Background: an optimization exercise with open tools, aiming at small area, a short achievable clock period and few clock cycles. Do not read the settings as production practice.
No functional check of the RTL was part of this run.
Power is estimated from default activity; no workload was simulated.

`config.mk`:
```
export PLATFORM = sky130hd
export DESIGN_NAME = auv_top
export DESIGN_NICKNAME = auv_top
export VERILOG_FILES = /design/flow/design.v
export SDC_FILE = /design/flow/constraint.sdc
export NUM_CORES = 4
export LEC_CHECK = 0
export CAP_MARGIN = 20
export CORE_MARGIN = 2
export CORE_UTILIZATION = 40
export SLEW_MARGIN = 20
```
`constraint.sdc`:
```
create_clock -name core_clock -period 12.0 [get_ports {clk}]
set_input_delay 2.4000 -clock core_clock [delete_from_list [all_inputs] [get_ports {clk}]]
set_output_delay 2.4000 -clock core_clock [all_outputs]
set_load 0.01 [all_outputs]
```
`design.v`:
```
`timescale 1ns/1ns
module auv_fetch #(
    parameter integer ADDR_WIDTH = 24,
    parameter integer ROM_SIZE = 16384,
    localparam integer RomSizeWords = ROM_SIZE / 4,
    localparam integer RomWidth = $clog2(RomSizeWords)
) (
    input   logic                       clk, rst_n, pop, jmp,
    input   logic   [ADDR_WIDTH-3:0]    pc_wr,
    output  logic   [31:0]              inst,
    output  logic   [ADDR_WIDTH-3:0]    pc_out,
    output  logic                       instret,
    output  logic   [RomWidth-1:0]      rom_adr,
    input   logic   [31:0]              rom_dat
);
    logic [RomWidth-1:0] rom_adr_fetch;
    assign rom_adr = rom_adr_fetch;
    logic [ADDR_WIDTH-3:0] pc, pc_next;
    assign pc_out = pc;
    assign pc_next = (pc + 1);
    assign inst = jmp ? 32'h00000013 : rom_dat;
    assign instret = pop;
    always_comb
        if (jmp)
            rom_adr_fetch = pc_wr[RomWidth-1:0];
        else if (pop)
            rom_adr_fetch = pc_next[RomWidth-1:0];
        else
            rom_adr_fetch = pc[RomWidth-1:0];
    always_ff @( posedge clk )
        if (jmp)
            pc <= pc_wr;
        else if (instret)
            pc <= pc_next;
endmodule
`timescale 1ns/1ns
module auv_decode #(
    parameter integer ADDR_WIDTH = 24
) (
    input   logic           clk, rst_n, flush, stall_i,
    input   logic   [31:0]  inst,
    input   logic   [ADDR_WIDTH-3:0] pc_in,
    output  logic   [ADDR_WIDTH-3:0] pc_out,
    output  logic           pop,
    output  logic   [31:0]  imm,
    output  logic   [ 3:0]  rs1, rs2, rd,
    output  logic   [ 2:0]  funct3,
    output  logic   [ 4:0]  csr_imm,
    output  logic           alu_en, mem_access, pc_wr, branch,
    output  logic           mem_wr, reg_wr, link,
    output  logic       sel_op1,
    output  logic       sel_op2,
    output  logic           csr_en, csr_rd,
    output  logic           exc_illegal_inst, exc_ecall, exc_ebreak,
    output  logic           ret, wfi,
    output  logic           alu_alt, zba_shadd,
    output  logic           zbs_bclrbext, zbs_binv, zbs_bset
);
    logic [31:0] imm_i;
    logic [3:0] rd_i;
    logic [2:0] funct3_i;
    always_comb begin : dec_imm_i
        casez (inst[6:2])
            'b0?101 : imm_i = {inst[31:12], 12'h0};
            'b11011 : imm_i = {{12{inst[31]}}, inst[19:12], inst[20], inst[30:21], 1'b0};
            'b11001, 'b00?00, 'b11100 : imm_i = {{20{inst[31]}}, inst[31:20]};
            'b11000 : imm_i = {{20{inst[31]}}, inst[7], inst[30:25], inst[11:8], 1'b0};
            'b01000 : imm_i = {{20{inst[31]}}, inst[31:25], inst[11:7]};
            'b01100 : imm_i = {{20{inst[31]}}, inst[31:25], 5'h0};
            default : imm_i = 0;
        endcase
    end
    assign rd_i = flush ? 0 : inst[10:7];
    always_comb
        case (inst[6:2])
            'b01101 : rs1 = 0;  
            'b00101 : rs1 = 0;  
            'b11011 : rs1 = 0;  
            default : rs1 = inst[18:15];
        endcase
    always_comb
        case (inst[6:2])
            'b01101 : rs2 = 0;  
            'b00101 : rs2 = 0;  
            'b11011 : rs2 = 0;  
            'b11000, 'b01000, 'b01100 : rs2 = inst[23:20];
            default : rs2 = 0;
        endcase
    assign funct3_i = flush ? 0 : inst[14:12];
    assign pop = ~stall_i;
    always_ff @( posedge clk or negedge rst_n )
        if (~rst_n) begin
            csr_imm <= 0;
            rd <= 0;
            funct3 <= 0;
        end else if (flush) begin
            csr_imm <= 0;
            rd <= 0;
            funct3 <= 0;
        end else if (~stall_i) begin
            csr_imm <= inst[19:15];
            rd <= rd_i;
            funct3 <= funct3_i;
        end
    always_ff @( posedge clk )
        if (rst_n & ~flush & ~stall_i) begin
            imm <= imm_i;
            pc_out <= pc_in;
        end
    logic alu_en_i, mem_access_i, pc_wr_i, branch_i;
    logic mem_wr_i, reg_wr_i, link_i, csr_en_i;
    logic sel_op1_i;
    logic sel_op2_i;
    logic alu_alt_i;
    logic zbs_bclrbext_i, zbs_binv_i, zbs_bset_i;
    logic zba_shadd_i;
    logic funct7_unimpl;
    always_comb begin
        alu_alt_i = 0;
        zbs_bclrbext_i = 0;
        zbs_binv_i = 0;
        zbs_bset_i = 0;
        zba_shadd_i = 0;
        funct7_unimpl = 0;
        if (alu_en_i & ((sel_op2_i == 1'b0) | (inst[13:12] == 2'b01)))
            case (inst[31:25])
                'b0000000 : begin end
                'b0100000 : alu_alt_i = 1;
                'b0010000 : zba_shadd_i = (alu_en_i & (sel_op2_i == 1'b0));
                'b0100100 : zbs_bclrbext_i = 1;
                'b0110100 : zbs_binv_i = 1;
                'b0010100 : zbs_bset_i = 1;
                default : funct7_unimpl = 1;
            endcase
    end
    always_ff @( posedge clk or negedge rst_n )
        if (~rst_n) begin
            alu_alt <= 0;
            zba_shadd <= 0;
            zbs_bclrbext <= 0;
            zbs_binv <= 0;
            zbs_bset <= 0;
        end else if (flush) begin
            alu_alt <= 0;
            zba_shadd <= 0;
            zbs_bclrbext <= 0;
            zbs_binv <= 0;
            zbs_bset <= 0;
        end else if (~stall_i) begin
            alu_alt <= alu_alt_i;
            zba_shadd <= zba_shadd_i;
            zbs_bclrbext <= zbs_bclrbext_i;
            zbs_binv <= zbs_binv_i;
            zbs_bset <= zbs_bset_i;
        end
    always_comb begin
        exc_illegal_inst = 0;
        exc_ecall = 0;
        exc_ebreak = 0;
        ret = 0;
        wfi = 0;
        alu_en_i = 0;
        mem_access_i = 0;
        pc_wr_i = 0;
        branch_i = 0;
        mem_wr_i = 0;
        reg_wr_i = 0;
        link_i = 0;
        csr_en_i = 0;
        sel_op1_i = 1'b0;
        sel_op2_i = 1'b0;
        if (inst[1:0] != 2'b11) begin
            exc_illegal_inst = 1;
        end else begin
            case (inst[6:2])
                'b00000 : begin  
                    mem_access_i = 1;
                    sel_op2_i = 1'b1;
                end
                'b00100 : begin  
                    exc_illegal_inst = 0;
                    alu_en_i = 1;
                    reg_wr_i = 1;
                    sel_op2_i = 1'b1;
                end
                'b00101 : begin  
                    reg_wr_i = 1;
                    sel_op1_i = 1'b1;
                    sel_op2_i = 1'b1;
                end
                'b01000 : begin  
                    mem_access_i = 1;
                    mem_wr_i = 1;
                    sel_op2_i = 1'b1;
                end
                'b01100 : begin  
                    exc_illegal_inst = funct7_unimpl;
                    alu_en_i = 1;
                    reg_wr_i = 1;
                end
                'b01101 : begin  
                    reg_wr_i = 1;
                    sel_op2_i = 1'b1;
                end
                'b11000 : begin  
                    pc_wr_i = 1;
                    branch_i = 1;
                    sel_op1_i = 1'b1;
                    sel_op2_i = 1'b1;
                end
                'b11001 : begin  
                    pc_wr_i = 1;
                    reg_wr_i = 1;
                    link_i = 1;
                    sel_op2_i = 1'b1;
                end
                'b11011 : begin  
                    pc_wr_i = 1;
                    reg_wr_i = 1;
                    link_i = 1;
                    sel_op1_i = 1'b1;
                    sel_op2_i = 1'b1;
                end
                'b11100 : begin  
                    case (inst[14:12])
                        'b000 : begin
                            casez (inst[31:20])
                                'b0000000_00000 : exc_ecall = 1;
                                'b0000000_00001 : exc_ebreak = 1;
                                'b0011000_00010 : ret = 1;
                                'b0001000_00101 : wfi = 1;
                                default : exc_illegal_inst = 1;
                            endcase
                        end
                        'b100 : exc_illegal_inst = 1;
                        default : csr_en_i = 1;
                    endcase
                end
                default : begin  
                    exc_illegal_inst = 1;
                end
            endcase
        end
    end
    always_ff @( posedge clk or negedge rst_n )
        if (~rst_n) begin
            alu_en <= 0;
            mem_access <= 0;
            pc_wr <= 0;
            branch <= 0;
            mem_wr <= 0;
            reg_wr <= 0;
            link <= 0;
            csr_en <= 0;
            csr_rd <= 0;
            sel_op1 <= 1'b0;
            sel_op2 <= 1'b0;
        end else if (flush) begin
            alu_en <= 0;
            mem_access <= 0;
            pc_wr <= 0;
            branch <= 0;
            mem_wr <= 0;
            reg_wr <= 0;
            link <= 0;
            csr_en <= 0;
            csr_rd <= 0;
            sel_op1 <= 1'b0;
            sel_op2 <= 1'b0;
        end else if (~stall_i) begin
            alu_en <= alu_en_i;
            mem_access <= mem_access_i;
            pc_wr <= pc_wr_i;
            branch <= branch_i;
            mem_wr <= mem_wr_i;
            reg_wr <= reg_wr_i;
            link <= link_i;
            csr_en <= csr_en_i;
            csr_rd <= (inst[10:7] != 0);
            sel_op1 <= sel_op1_i;
            sel_op2 <= sel_op2_i;
        end
endmodule
`timescale 1ns/1ns
module auv_regfile (
    input   logic           clk, we, stall,
    input   logic   [ 3:0]  ra0, ra1, wa,
    input   logic   [31:0]  wd,
    output  logic   [31:0]  rd0, rd1
);
    reg [31:0] ram [0:15];
    always_ff @( posedge clk )
        if (we)
            ram[wa] <= wd;
    always_ff @( posedge clk )
        if (stall)
            rd0 <= rd0;
        else if (ra0 == 0)
            rd0 <= 0;
        else if (we && ra0 == wa)
            rd0 <= wd;
        else
            rd0 <= ram[ra0];
     always_ff @( posedge clk )
        if (stall)
            rd1 <= rd1;
        else if (ra1 == 0)
            rd1 <= 0;
        else if (we && ra1 == wa)
            rd1 <= wd;
        else
            rd1 <= ram[ra1];
endmodule
`timescale 1ns/1ns
module auv_execute #(
    parameter integer ADDR_WIDTH = 24
) (
    input   logic           clk, rst_n, stall_i,
    input   logic   [31:0]  imm, rs1, rs2, pc,
    input   logic   [ 2:0]  funct3,
    input   logic           alu_en, mem_access, pc_wr_i, branch,
    input   logic           mem_wr, reg_wr_i, link,
    input   logic       sel_op1,
    input   logic       sel_op2,
    output  logic   [31:0]  reg_wr_dat,
    output  logic   [ADDR_WIDTH-1:0] pc_wr,
    output  logic           stall_o, reg_wr_o, jmp, flush,
    output  logic           exc_load_misalign, exc_store_misalign,
    output  logic           exc_load_fault, exc_store_fault,
    input   logic           alu_alt, zba_shadd,
    input   logic           zbs_bclrbext, zbs_binv, zbs_bset,
    output  logic   [ADDR_WIDTH-1:0] wb_adr_o,
    input   logic   [15:0]  wb_dat_i,
    output  logic   [15:0]  wb_dat_o,
    output  logic   [ 1:0]  wb_sel_o,
    output  logic           wb_we_o, wb_stb_o, wb_cyc_o,
    input   logic           wb_ack_i, wb_stall_i, wb_err_i
);
    logic branch_taken, lt, ltu;
    assign lt = $signed(rs1) < $signed(rs2);
    assign ltu = rs1 < rs2;
    always_comb begin
        if (branch) begin
            case (funct3)
                'h0 : branch_taken = (rs1 == rs2);
                'h1 : branch_taken = (rs1 != rs2);
                'h4 : branch_taken = lt;
                'h5 : branch_taken = ~lt;
                'h6 : branch_taken = ltu;
                'h7 : branch_taken = ~ltu;
                default : branch_taken = 0;
            endcase
        end else begin
            branch_taken = 1;
        end
    end
    logic [31:0] op1, op2;
    always_comb
        case (sel_op1)
            1'b1 : op1 = pc;
            default : begin
                case ({zba_shadd, funct3})
                    default : op1 = rs1;
                    'b1010 : op1 = {rs1[30:0], 1'b0};  
                    'b1100 : op1 = {rs1[29:0], 2'b0};  
                    'b1110 : op1 = {rs1[28:0], 3'b0};  
                endcase
            end
        endcase
    always_comb
        case (sel_op2)
            1'b1 : op2 = imm;
            default : op2 = rs2;
        endcase
    logic [31:0] alu_add, alu_xor, alu_or, alu_and;
    logic [31:0] alu_sl, alu_sr, alu_slt, alu_sltu;
    logic [31:0] alu_bclr, alu_bext, alu_binv, alu_bset;
    assign alu_add = op1 + (alu_alt ? ~op2 : op2) + {31'h0, alu_alt};
    assign alu_xor = op1 ^ op2;
    assign alu_or = op1 | op2;
    assign alu_and = op1 & op2;
    assign alu_sl = op1 << op2[4:0];
    logic [31:0] alu_sra;
    assign alu_sra = $signed(op1) >>> op2[4:0];
    assign alu_sr = alu_alt ? alu_sra : (op1 >> op2[4:0]);
    assign alu_slt = ($signed(op1) < $signed(op2)) ? 32'h1 : 32'h0;
    assign alu_sltu = (op1 < op2) ? 32'h1 : 32'h0;
    logic [31:0] alu_bmask;
    assign alu_bmask = 32'h1 << op2[4:0];
    assign alu_bclr = op1 & ~alu_bmask;
    assign alu_bext = {31'h0, op1[op2[4:0]]};
    assign alu_binv = op1 ^ alu_bmask;
    assign alu_bset = op1 | alu_bmask;
    logic [31:0] alu_out;
    always_comb
        if (alu_en)
            case (funct3)
                default : alu_out = alu_add;
                'h1 : begin
                    if (zbs_bclrbext)
                        alu_out = alu_bclr;
                    else if (zbs_binv)
                        alu_out = alu_binv;
                    else if (zbs_bset)
                        alu_out =  alu_bset;
                    else
                        alu_out = alu_sl;
                end
                'h2 : begin
                    if (zba_shadd)
                        alu_out = alu_add;
                    else
                        alu_out = alu_slt;
                end
                'h3 : alu_out = alu_sltu;
                'h4 : begin
                    if (zba_shadd)
                        alu_out = alu_add;
                    else
                        alu_out = alu_xor;
                end
                'h5 : begin
                    if (zbs_bclrbext)
                        alu_out = alu_bext;
                    else
                        alu_out = alu_sr;
                end
                'h6 : begin
                    if (zba_shadd)
                        alu_out = alu_add;
                    else
                        alu_out = alu_or;
                end
                'h7 : alu_out = alu_and;
            endcase
        else
            alu_out = alu_add;
    assign pc_wr = alu_out[ADDR_WIDTH-1:0];
    assign jmp = pc_wr_i & branch_taken;
    assign flush = jmp;
    logic [1:0] state_bus;
    logic [31:0] mem_dat;
    logic mem_reg_wr;  
    assign reg_wr_o = ~stall_i & (mem_reg_wr | reg_wr_i);
    always_comb
        if (mem_reg_wr)
            reg_wr_dat = mem_dat;
        else if (link)
            reg_wr_dat = pc + 4;
        else
            reg_wr_dat = alu_out;
    assign exc_load_fault = mem_access & ~mem_wr & wb_err_i;
    assign exc_store_fault = mem_access & mem_wr & wb_err_i;
    logic misalign;
    assign exc_load_misalign = mem_access & misalign & ~mem_wr;
    assign exc_store_misalign = mem_access & misalign & mem_wr;
    always_comb
        case (funct3[1:0])
            1 : misalign = alu_out[0];
            2 : misalign = (alu_out[1:0] != 0);
            default : misalign = 0;
        endcase
    assign wb_we_o = mem_wr;
    assign wb_adr_o[ADDR_WIDTH-1:2] = alu_out[ADDR_WIDTH-1:2];
    assign wb_adr_o[1] = (funct3 == 2) ? (state_bus == 1) : alu_out[1];
    assign wb_adr_o[0] = 0;
    always_comb
        case (funct3[1:0])
            0 : begin
                wb_dat_o = {rs2[7:0], rs2[7:0]};
                wb_sel_o = alu_out[0] ? 2'b10 : 2'b01;
            end
            1 : begin
                wb_dat_o = rs2[15:0];
                wb_sel_o = 2'b11;
            end
            default : begin
                wb_dat_o = (state_bus == 1) ? rs2[31:16] : rs2[15:0];
                wb_sel_o = 2'b11;
            end
        endcase
    logic [15:0] word_buf;  
    always_comb
        case (funct3[1:0])
            'h0: begin
                if (alu_out[0])
                    mem_dat = {{24{~funct3[2] & wb_dat_i[15]}}, wb_dat_i[15:8]};
                else
                    mem_dat = {{24{~funct3[2] & wb_dat_i[7]}}, wb_dat_i[7:0]};
            end
            'h1 : mem_dat = {{16{~funct3[2] & wb_dat_i[15]}}, wb_dat_i};
            default : mem_dat = {wb_dat_i, word_buf};
        endcase
    logic mem_access_good;  
    assign mem_access_good = ~stall_i & ~misalign & mem_access;
    always_ff @( posedge clk or negedge rst_n )
        if (~rst_n)
            state_bus <= 0;
        else begin
            case (state_bus)
                0 : begin
                    if (~wb_stall_i & mem_access_good) begin
                        if (funct3[1:0] == 2)
                            state_bus <= 1;
                        else
                            state_bus <= 2;
                    end
                end
                1 : begin
                    state_bus <= wb_stall_i ? 1 : 2;
                end
                default : state_bus <= 0;
            endcase
        end
    always_ff @( posedge clk )
        if (rst_n && state_bus == 1 && wb_ack_i)
            word_buf <= wb_dat_i;
    logic stall_mem;
    always_comb
        case (state_bus)
            0 : begin
                stall_mem = mem_access_good;
                mem_reg_wr = 0;
                wb_stb_o = mem_access_good;
                wb_cyc_o = mem_access_good;
            end
            1 : begin
                stall_mem = 1;
                mem_reg_wr = 0;
                wb_stb_o = 1;
                wb_cyc_o = 1;
            end
            default : begin
                stall_mem = 0;
                mem_reg_wr = ~mem_wr;
                wb_stb_o = 0;
                wb_cyc_o = 1;
            end
        endcase
    assign stall_o = stall_mem | stall_i | jmp;
endmodule
`timescale 1ns/1ns
module auv_top #(
    parameter integer ADDR_WIDTH = 24,
    parameter integer ROM_SIZE = 16384,
    parameter [ADDR_WIDTH-1:0] RST_VECTOR = 'h0,
    localparam integer RomSizeWords = ROM_SIZE / 4,
    localparam integer RomWidth = $clog2(RomSizeWords)
) (
    input   logic                       clk, rst_n,
    output  logic   [RomWidth-1:0]      imem_adr,
    input   logic   [31:0]              imem_dat,
    output  logic   [ADDR_WIDTH-1:0]    wb_adr_o,
    input   logic   [15:0]              wb_dat_i,
    output  logic   [15:0]              wb_dat_o,
    output  logic   [ 1:0]              wb_sel_o,
    output  logic                       wb_we_o, wb_stb_o, wb_cyc_o,
    input   logic                       wb_ack_i, wb_stall_i
);
    logic [ADDR_WIDTH-3:0] id_pc, ex_pc;
    logic [31:0] if_inst;
    logic [31:0] id_imm;
    logic [3:0] id_rs1, id_rs2, id_rd;
    logic [2:0] id_funct3;
    logic id_pop, id_alu_en, id_mem_access, id_pc_wr, id_branch, id_mem_wr;
    logic id_reg_wr, id_link;
    logic id_alu_alt, id_zba_shadd, id_zbs_bclrbext, id_zbs_binv, id_zbs_bset;
    logic id_sel_op1;
    logic id_sel_op2;
    logic [31:0] reg_rs1, reg_rs2;
    logic [ADDR_WIDTH-1:0] ex_pc_wr;
    logic [31:0] ex_reg_wr_dat;
    logic ex_jmp, ex_stall, ex_flush;
    logic ex_reg_wr;
    logic boot;
    always_ff @( posedge clk or negedge rst_n )
        if (~rst_n)
            boot <= 1;
        else
            boot <= 0;
    logic [ADDR_WIDTH-3:0] pc_wr;
    logic jmp, flush;
    assign pc_wr = boot ? RST_VECTOR[ADDR_WIDTH-1:2] : ex_pc_wr[ADDR_WIDTH-1:2];
    assign jmp = ex_jmp | boot;
    assign flush = ex_flush | boot;
    auv_fetch #(
        .ADDR_WIDTH         ( ADDR_WIDTH        ),
        .ROM_SIZE           ( ROM_SIZE          )
    ) stage_if (
        .clk                ( clk               ),
        .rst_n              ( rst_n             ),
        .pop                ( id_pop            ),
        .jmp                ( jmp               ),
        .pc_wr              ( pc_wr             ),
        .inst               ( if_inst           ),
        .pc_out             ( id_pc             ),
        .instret            (                   ),
        .rom_adr            ( imem_adr          ),
        .rom_dat            ( imem_dat          )
    );
    auv_decode #(
        .ADDR_WIDTH         ( ADDR_WIDTH            )
    ) stage_id (
        .clk                ( clk                   ),
        .rst_n              ( rst_n                 ),
        .flush              ( flush                 ),
        .stall_i            ( ex_stall              ),
        .inst               ( if_inst               ),
        .pc_in              ( id_pc                 ),
        .pc_out             ( ex_pc                 ),
        .pop                ( id_pop                ),
        .imm                ( id_imm                ),
        .rs1                ( id_rs1                ),
        .rs2                ( id_rs2                ),
        .rd                 ( id_rd                 ),
        .funct3             ( id_funct3             ),
        .csr_imm            (                       ),
        .alu_en             ( id_alu_en             ),
        .mem_access         ( id_mem_access         ),
        .pc_wr              ( id_pc_wr              ),
        .branch             ( id_branch             ),
        .mem_wr             ( id_mem_wr             ),
        .reg_wr             ( id_reg_wr             ),
        .link               ( id_link               ),
        .sel_op1            ( id_sel_op1            ),
        .sel_op2            ( id_sel_op2            ),
        .csr_en             (                       ),
        .csr_rd             (                       ),
        .exc_illegal_inst   (                       ),
        .exc_ecall          (                       ),
        .exc_ebreak         (                       ),
        .ret                (                       ),
        .wfi                (                       ),
        .alu_alt            ( id_alu_alt            ),
        .zba_shadd          ( id_zba_shadd          ),
        .zbs_bclrbext       ( id_zbs_bclrbext       ),
        .zbs_binv           ( id_zbs_binv           ),
        .zbs_bset           ( id_zbs_bset           )
    );
    auv_regfile regfile (
        .clk    ( clk           ),
        .we     ( ex_reg_wr     ),
        .stall  ( ex_stall      ),
        .ra0    ( id_rs1        ),
        .ra1    ( id_rs2        ),
        .wa     ( id_rd         ),
        .wd     ( ex_reg_wr_dat ),
        .rd0    ( reg_rs1       ),
        .rd1    ( reg_rs2       )
    );
    auv_execute #(
        .ADDR_WIDTH         ( ADDR_WIDTH            )
    ) stage_ex (
        .clk                ( clk                   ),
        .rst_n              ( rst_n                 ),
        .stall_i            ( boot                  ),
        .imm                ( id_imm                ),
        .rs1                ( reg_rs1               ),
        .rs2                ( reg_rs2               ),
        .pc                 ( {{(32-ADDR_WIDTH){1'b0}}, ex_pc, 2'b0} ),
        .funct3             ( id_funct3             ),
        .alu_en             ( id_alu_en             ),
        .mem_access         ( id_mem_access         ),
        .pc_wr_i            ( id_pc_wr              ),
        .branch             ( id_branch             ),
        .mem_wr             ( id_mem_wr             ),
        .reg_wr_i           ( id_reg_wr             ),
        .link               ( id_link               ),
        .sel_op1            ( id_sel_op1            ),
        .sel_op2            ( id_sel_op2            ),
        .reg_wr_dat         ( ex_reg_wr_dat         ),
        .pc_wr              ( ex_pc_wr              ),
        .stall_o            ( ex_stall              ),
        .reg_wr_o           ( ex_reg_wr             ),
        .jmp                ( ex_jmp                ),
        .flush              ( ex_flush              ),
        .exc_load_misalign  (                       ),
        .exc_store_misalign (                       ),
        .exc_load_fault     (                       ),
        .exc_store_fault    (                       ),
        .alu_alt            ( id_alu_alt            ),
        .zba_shadd          ( id_zba_shadd          ),
        .zbs_bclrbext       ( id_zbs_bclrbext       ),
        .zbs_binv           ( id_zbs_binv           ),
        .zbs_bset           ( id_zbs_bset           ),
        .wb_adr_o           ( wb_adr_o              ),
        .wb_dat_i           ( wb_dat_i              ),
        .wb_dat_o           ( wb_dat_o              ),
        .wb_sel_o           ( wb_sel_o              ),
        .wb_we_o            ( wb_we_o               ),
        .wb_stb_o           ( wb_stb_o              ),
        .wb_cyc_o           ( wb_cyc_o              ),
        .wb_ack_i           ( wb_ack_i              ),
        .wb_stall_i         ( wb_stall_i            ),
        .wb_err_i           ( 1'b0                  )
    );
endmodule
```
`run.sh`:
```
#!/bin/bash
# synth_recipe.tcl (not shown) runs the flow's synth.tcl, then flattens the netlist and writes it again
# the make line also repeats each setting of config.mk as NAME=value (left out here)
make -C /OpenROAD-flow-scripts/flow DESIGN_CONFIG=/design/flow/config.mk WORK_HOME=/design/flow/orfs CLKGATE_MAP_FILE= SYNTH_SCRIPT=/design/flow/synth_recipe.tcl finish
```
metal_stack.png
Scale: 1.5 px per um.
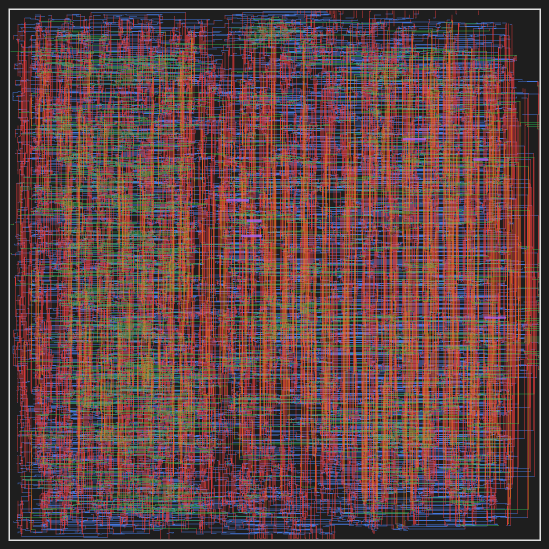
Key: met5 = purple [wire length 69.0 um]; met1 = blue [wire length 104 mm]; met4 = orange [wire length 28.8 mm]; met3 = green [wire length 30.3 mm]; met2 = red [wire length 127 mm]
via count: 48100
Post-Route WL: 291000 um
Total Routing Usage GR: 45.1%

==> out/metrics.yaml <==
run_status:
  status: "finished clean"
route:
  drt-met1-wl_um: 104000
  drtIter0Drc: 8285
  route.detailed.drc: 0
  wl_met3_um: 30300
  first_pass_iters: 11
  routed-wl-met2_um: 127000
  antenna_left: 0
floorplanning:
  die_x_um: 353
  initial_utilization_pct: 40.2
  die-area_um2: 125000
  die_h_um: 353
  io_pins: 109
  placement_rows: 128
synth:
  syn-cell-area_um2: 48700
  synth_top_area_cell: "edfxtp_1"
  synthArstFlopShare_pct: 3.47
  ys_warn_count: 5
  synthTopCellsByCount: "668 x edfxtp_1, 458 x nand2_1, 371 x a21oi_1"
  synth_ff_type: "edfxtp_1"
  synth_enable_flop_cells: 668
  synth_most_common_cell: "edfxtp_1"
cts:
  cts_resized: 0
  clock_latency_ns: 0.64
  cts_htree_levels: 3
  cts_buffer_depth: 3
  postCtsSetupBuffers: 0
  cts_tree: "done"
  clock-root-buffer: "clkbuf_16"
worst_setup_path:
  crit_top_cell: "ha_1"
  cp_num_cells: 20
  crit_end: "imem_adr[7]"
  worst-r2r-setup-slack_ns: 3.09
  r2r_cells: 23
  crit_type: "flip-flop to output pin"
  cp-end-kind: "output pin"
sta:
  fin_ws_ns: 1.45
  worst_pin_slew_ns: 1.42
  fmax_ghz: 0.0948
  skew_ns: 0.0271
  fin_crit_sh_pct: 87.9
place:
  place_inst: 6535
global_route:
  antenna_found_initial: 16
  grt_pass1_vias: 44700
cells_and_area:
  final-seq-area_um2: 20700
  finalNonFillerCells: 6677
  drive_gt1_share_pct: 12.9
min_path:
  hold_class: "flip-flop to flip-flop"
cts_layout.png
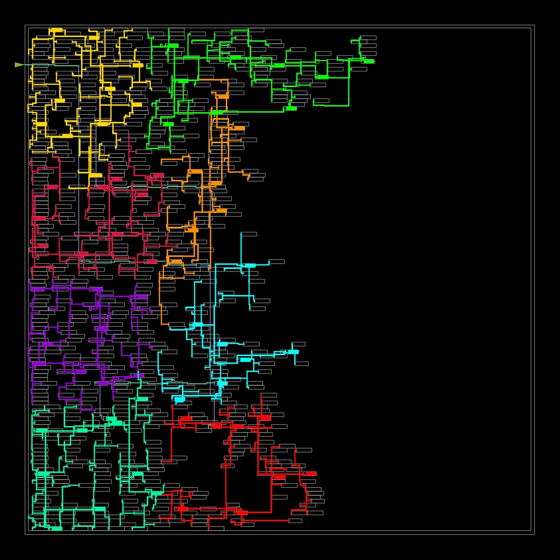
Num CTS Buffers: 71
Seq Cell Count: 692
clock sinks: 692

## worst min-delay path by stage
stage                                      from                     to  slack [ns]  cells after the start
final                     stage_id.zbs_bclrbext  stage_id.zbs_bclrbext        0.52                      2
after global routing            stage_if.pc[21]    stage_id.pc_out[21]        0.55                      0
after CTS                 stage_id.zbs_bclrbext  stage_id.zbs_bclrbext        0.52                      2
after detailed placement        stage_if.pc[21]    stage_id.pc_out[21]        0.48                      0
after global placement          stage_if.pc[21]    stage_id.pc_out[21]        0.49                      0
after floorplan                  stage_if.pc[9]     stage_id.pc_out[9]        0.42                      0
## power by group
group | switching, mW | internal (mW) | leakage, nW | total (mW)
Combinational | 1.39 | 0.526 | 11.5 | 1.92
Clock | 0.975 | 1.30 | 1.13 | 2.27
Sequential | 0.0699 | 2.83 | 6.48 | 2.90
## kinds of logic after synthesis
logic type	after synthesis	synth area share (%)
buffers and inverters	562	4.77
xor gates and xnor gates	108	1.94
DFF	692	42.4
AOI/OAI and AO/OA	1776	25.5
other	1	0.00770
muxes	311	7.17
and+or+nand+nor	1269	12.2
adders and majority gates	230	5.92
## per-layer routing
| layer | vias up | track usage, % |
|---|---|---|
| li1 | 19400 | - |
| met5 | - | 0 |
| met1 | 23800 | 55.0 |
| met2 | 3867 | 69.6 |
| met4 | 12 | 35.3 |
| met3 | 1017 | 9.68 |
## cells in the final DEF, fill, tap and decap left out, types with 77 or more instances in the layout
cell type        Yosys  routed
clkdlybuf4s50_1      0     104
o221ai_1            87      87
a211oi_1           126     121
mux2_2             104     104
o21ai_0            276     273
mux2i_1            183     181
a21oi_1            371     370
buf_4                6     238
nand2_1            458     457
xnor2_1             88      88
ha_1               229     228
nand3_1            144     141
inv_1              166     166
nor2_1             282     253
nor3_1              88      77
o22ai_1            117     117
edfxtp_1           668     668
## flip-flops by register name, indices dropped and copies added (netlist names), 2 cells and up
register	count
stage_ex.state_bus	2
regfile.rd0	32
stage_id.pc_out	22
regfile.rd1	32
stage_id.funct3	3
stage_id.rd	4
stage_if.pc	22
stage_ex.word_buf	16
regfile.ram	512
stage_id.imm	32
## final cells by class
type / count / share of cell area (%)
repair buffers: 349 / 5.32
well taps: 1625 / 3.71
flip-flops and latches: 692 / 37.7
clock inverters: 41 / 0.803
multi-input cells: 3696 / 47.8
diodes: 12 / 0.0548
inverters: 177 / 1.21
clock buffers: 85 / 3.43

## static timing again, ports no longer ideal
How much do the figures lean on ideal ports? The routed layout below was timed once more, with nothing changed but the port constraints. Step 1 sets driving cells, clkbuf_16 on the clock port and buf_2 on the other inputs (assumed; they add their load-dependent delay and slew). Step 2 times the ports against the registers' clock, not the clock port: input delays grow and output delays shrink by t, the midpoint of the rising clock arrivals with the driver on. Slacks: ideal / step 1 / step 2; pairs: ideal / step 1.
t, ns: 0.695
setup slack, ns: 1.450 / 1.378 / 2.072
worst setup path at the end: register to output
worst data-port slew with drivers (ns): 0.09
pins driven straight from the clock port: 1
After both steps this run still meets setup and hold. For this run, drivers alone change the setup slack by -0.072 ns; drivers and shift together by +0.622 ns.
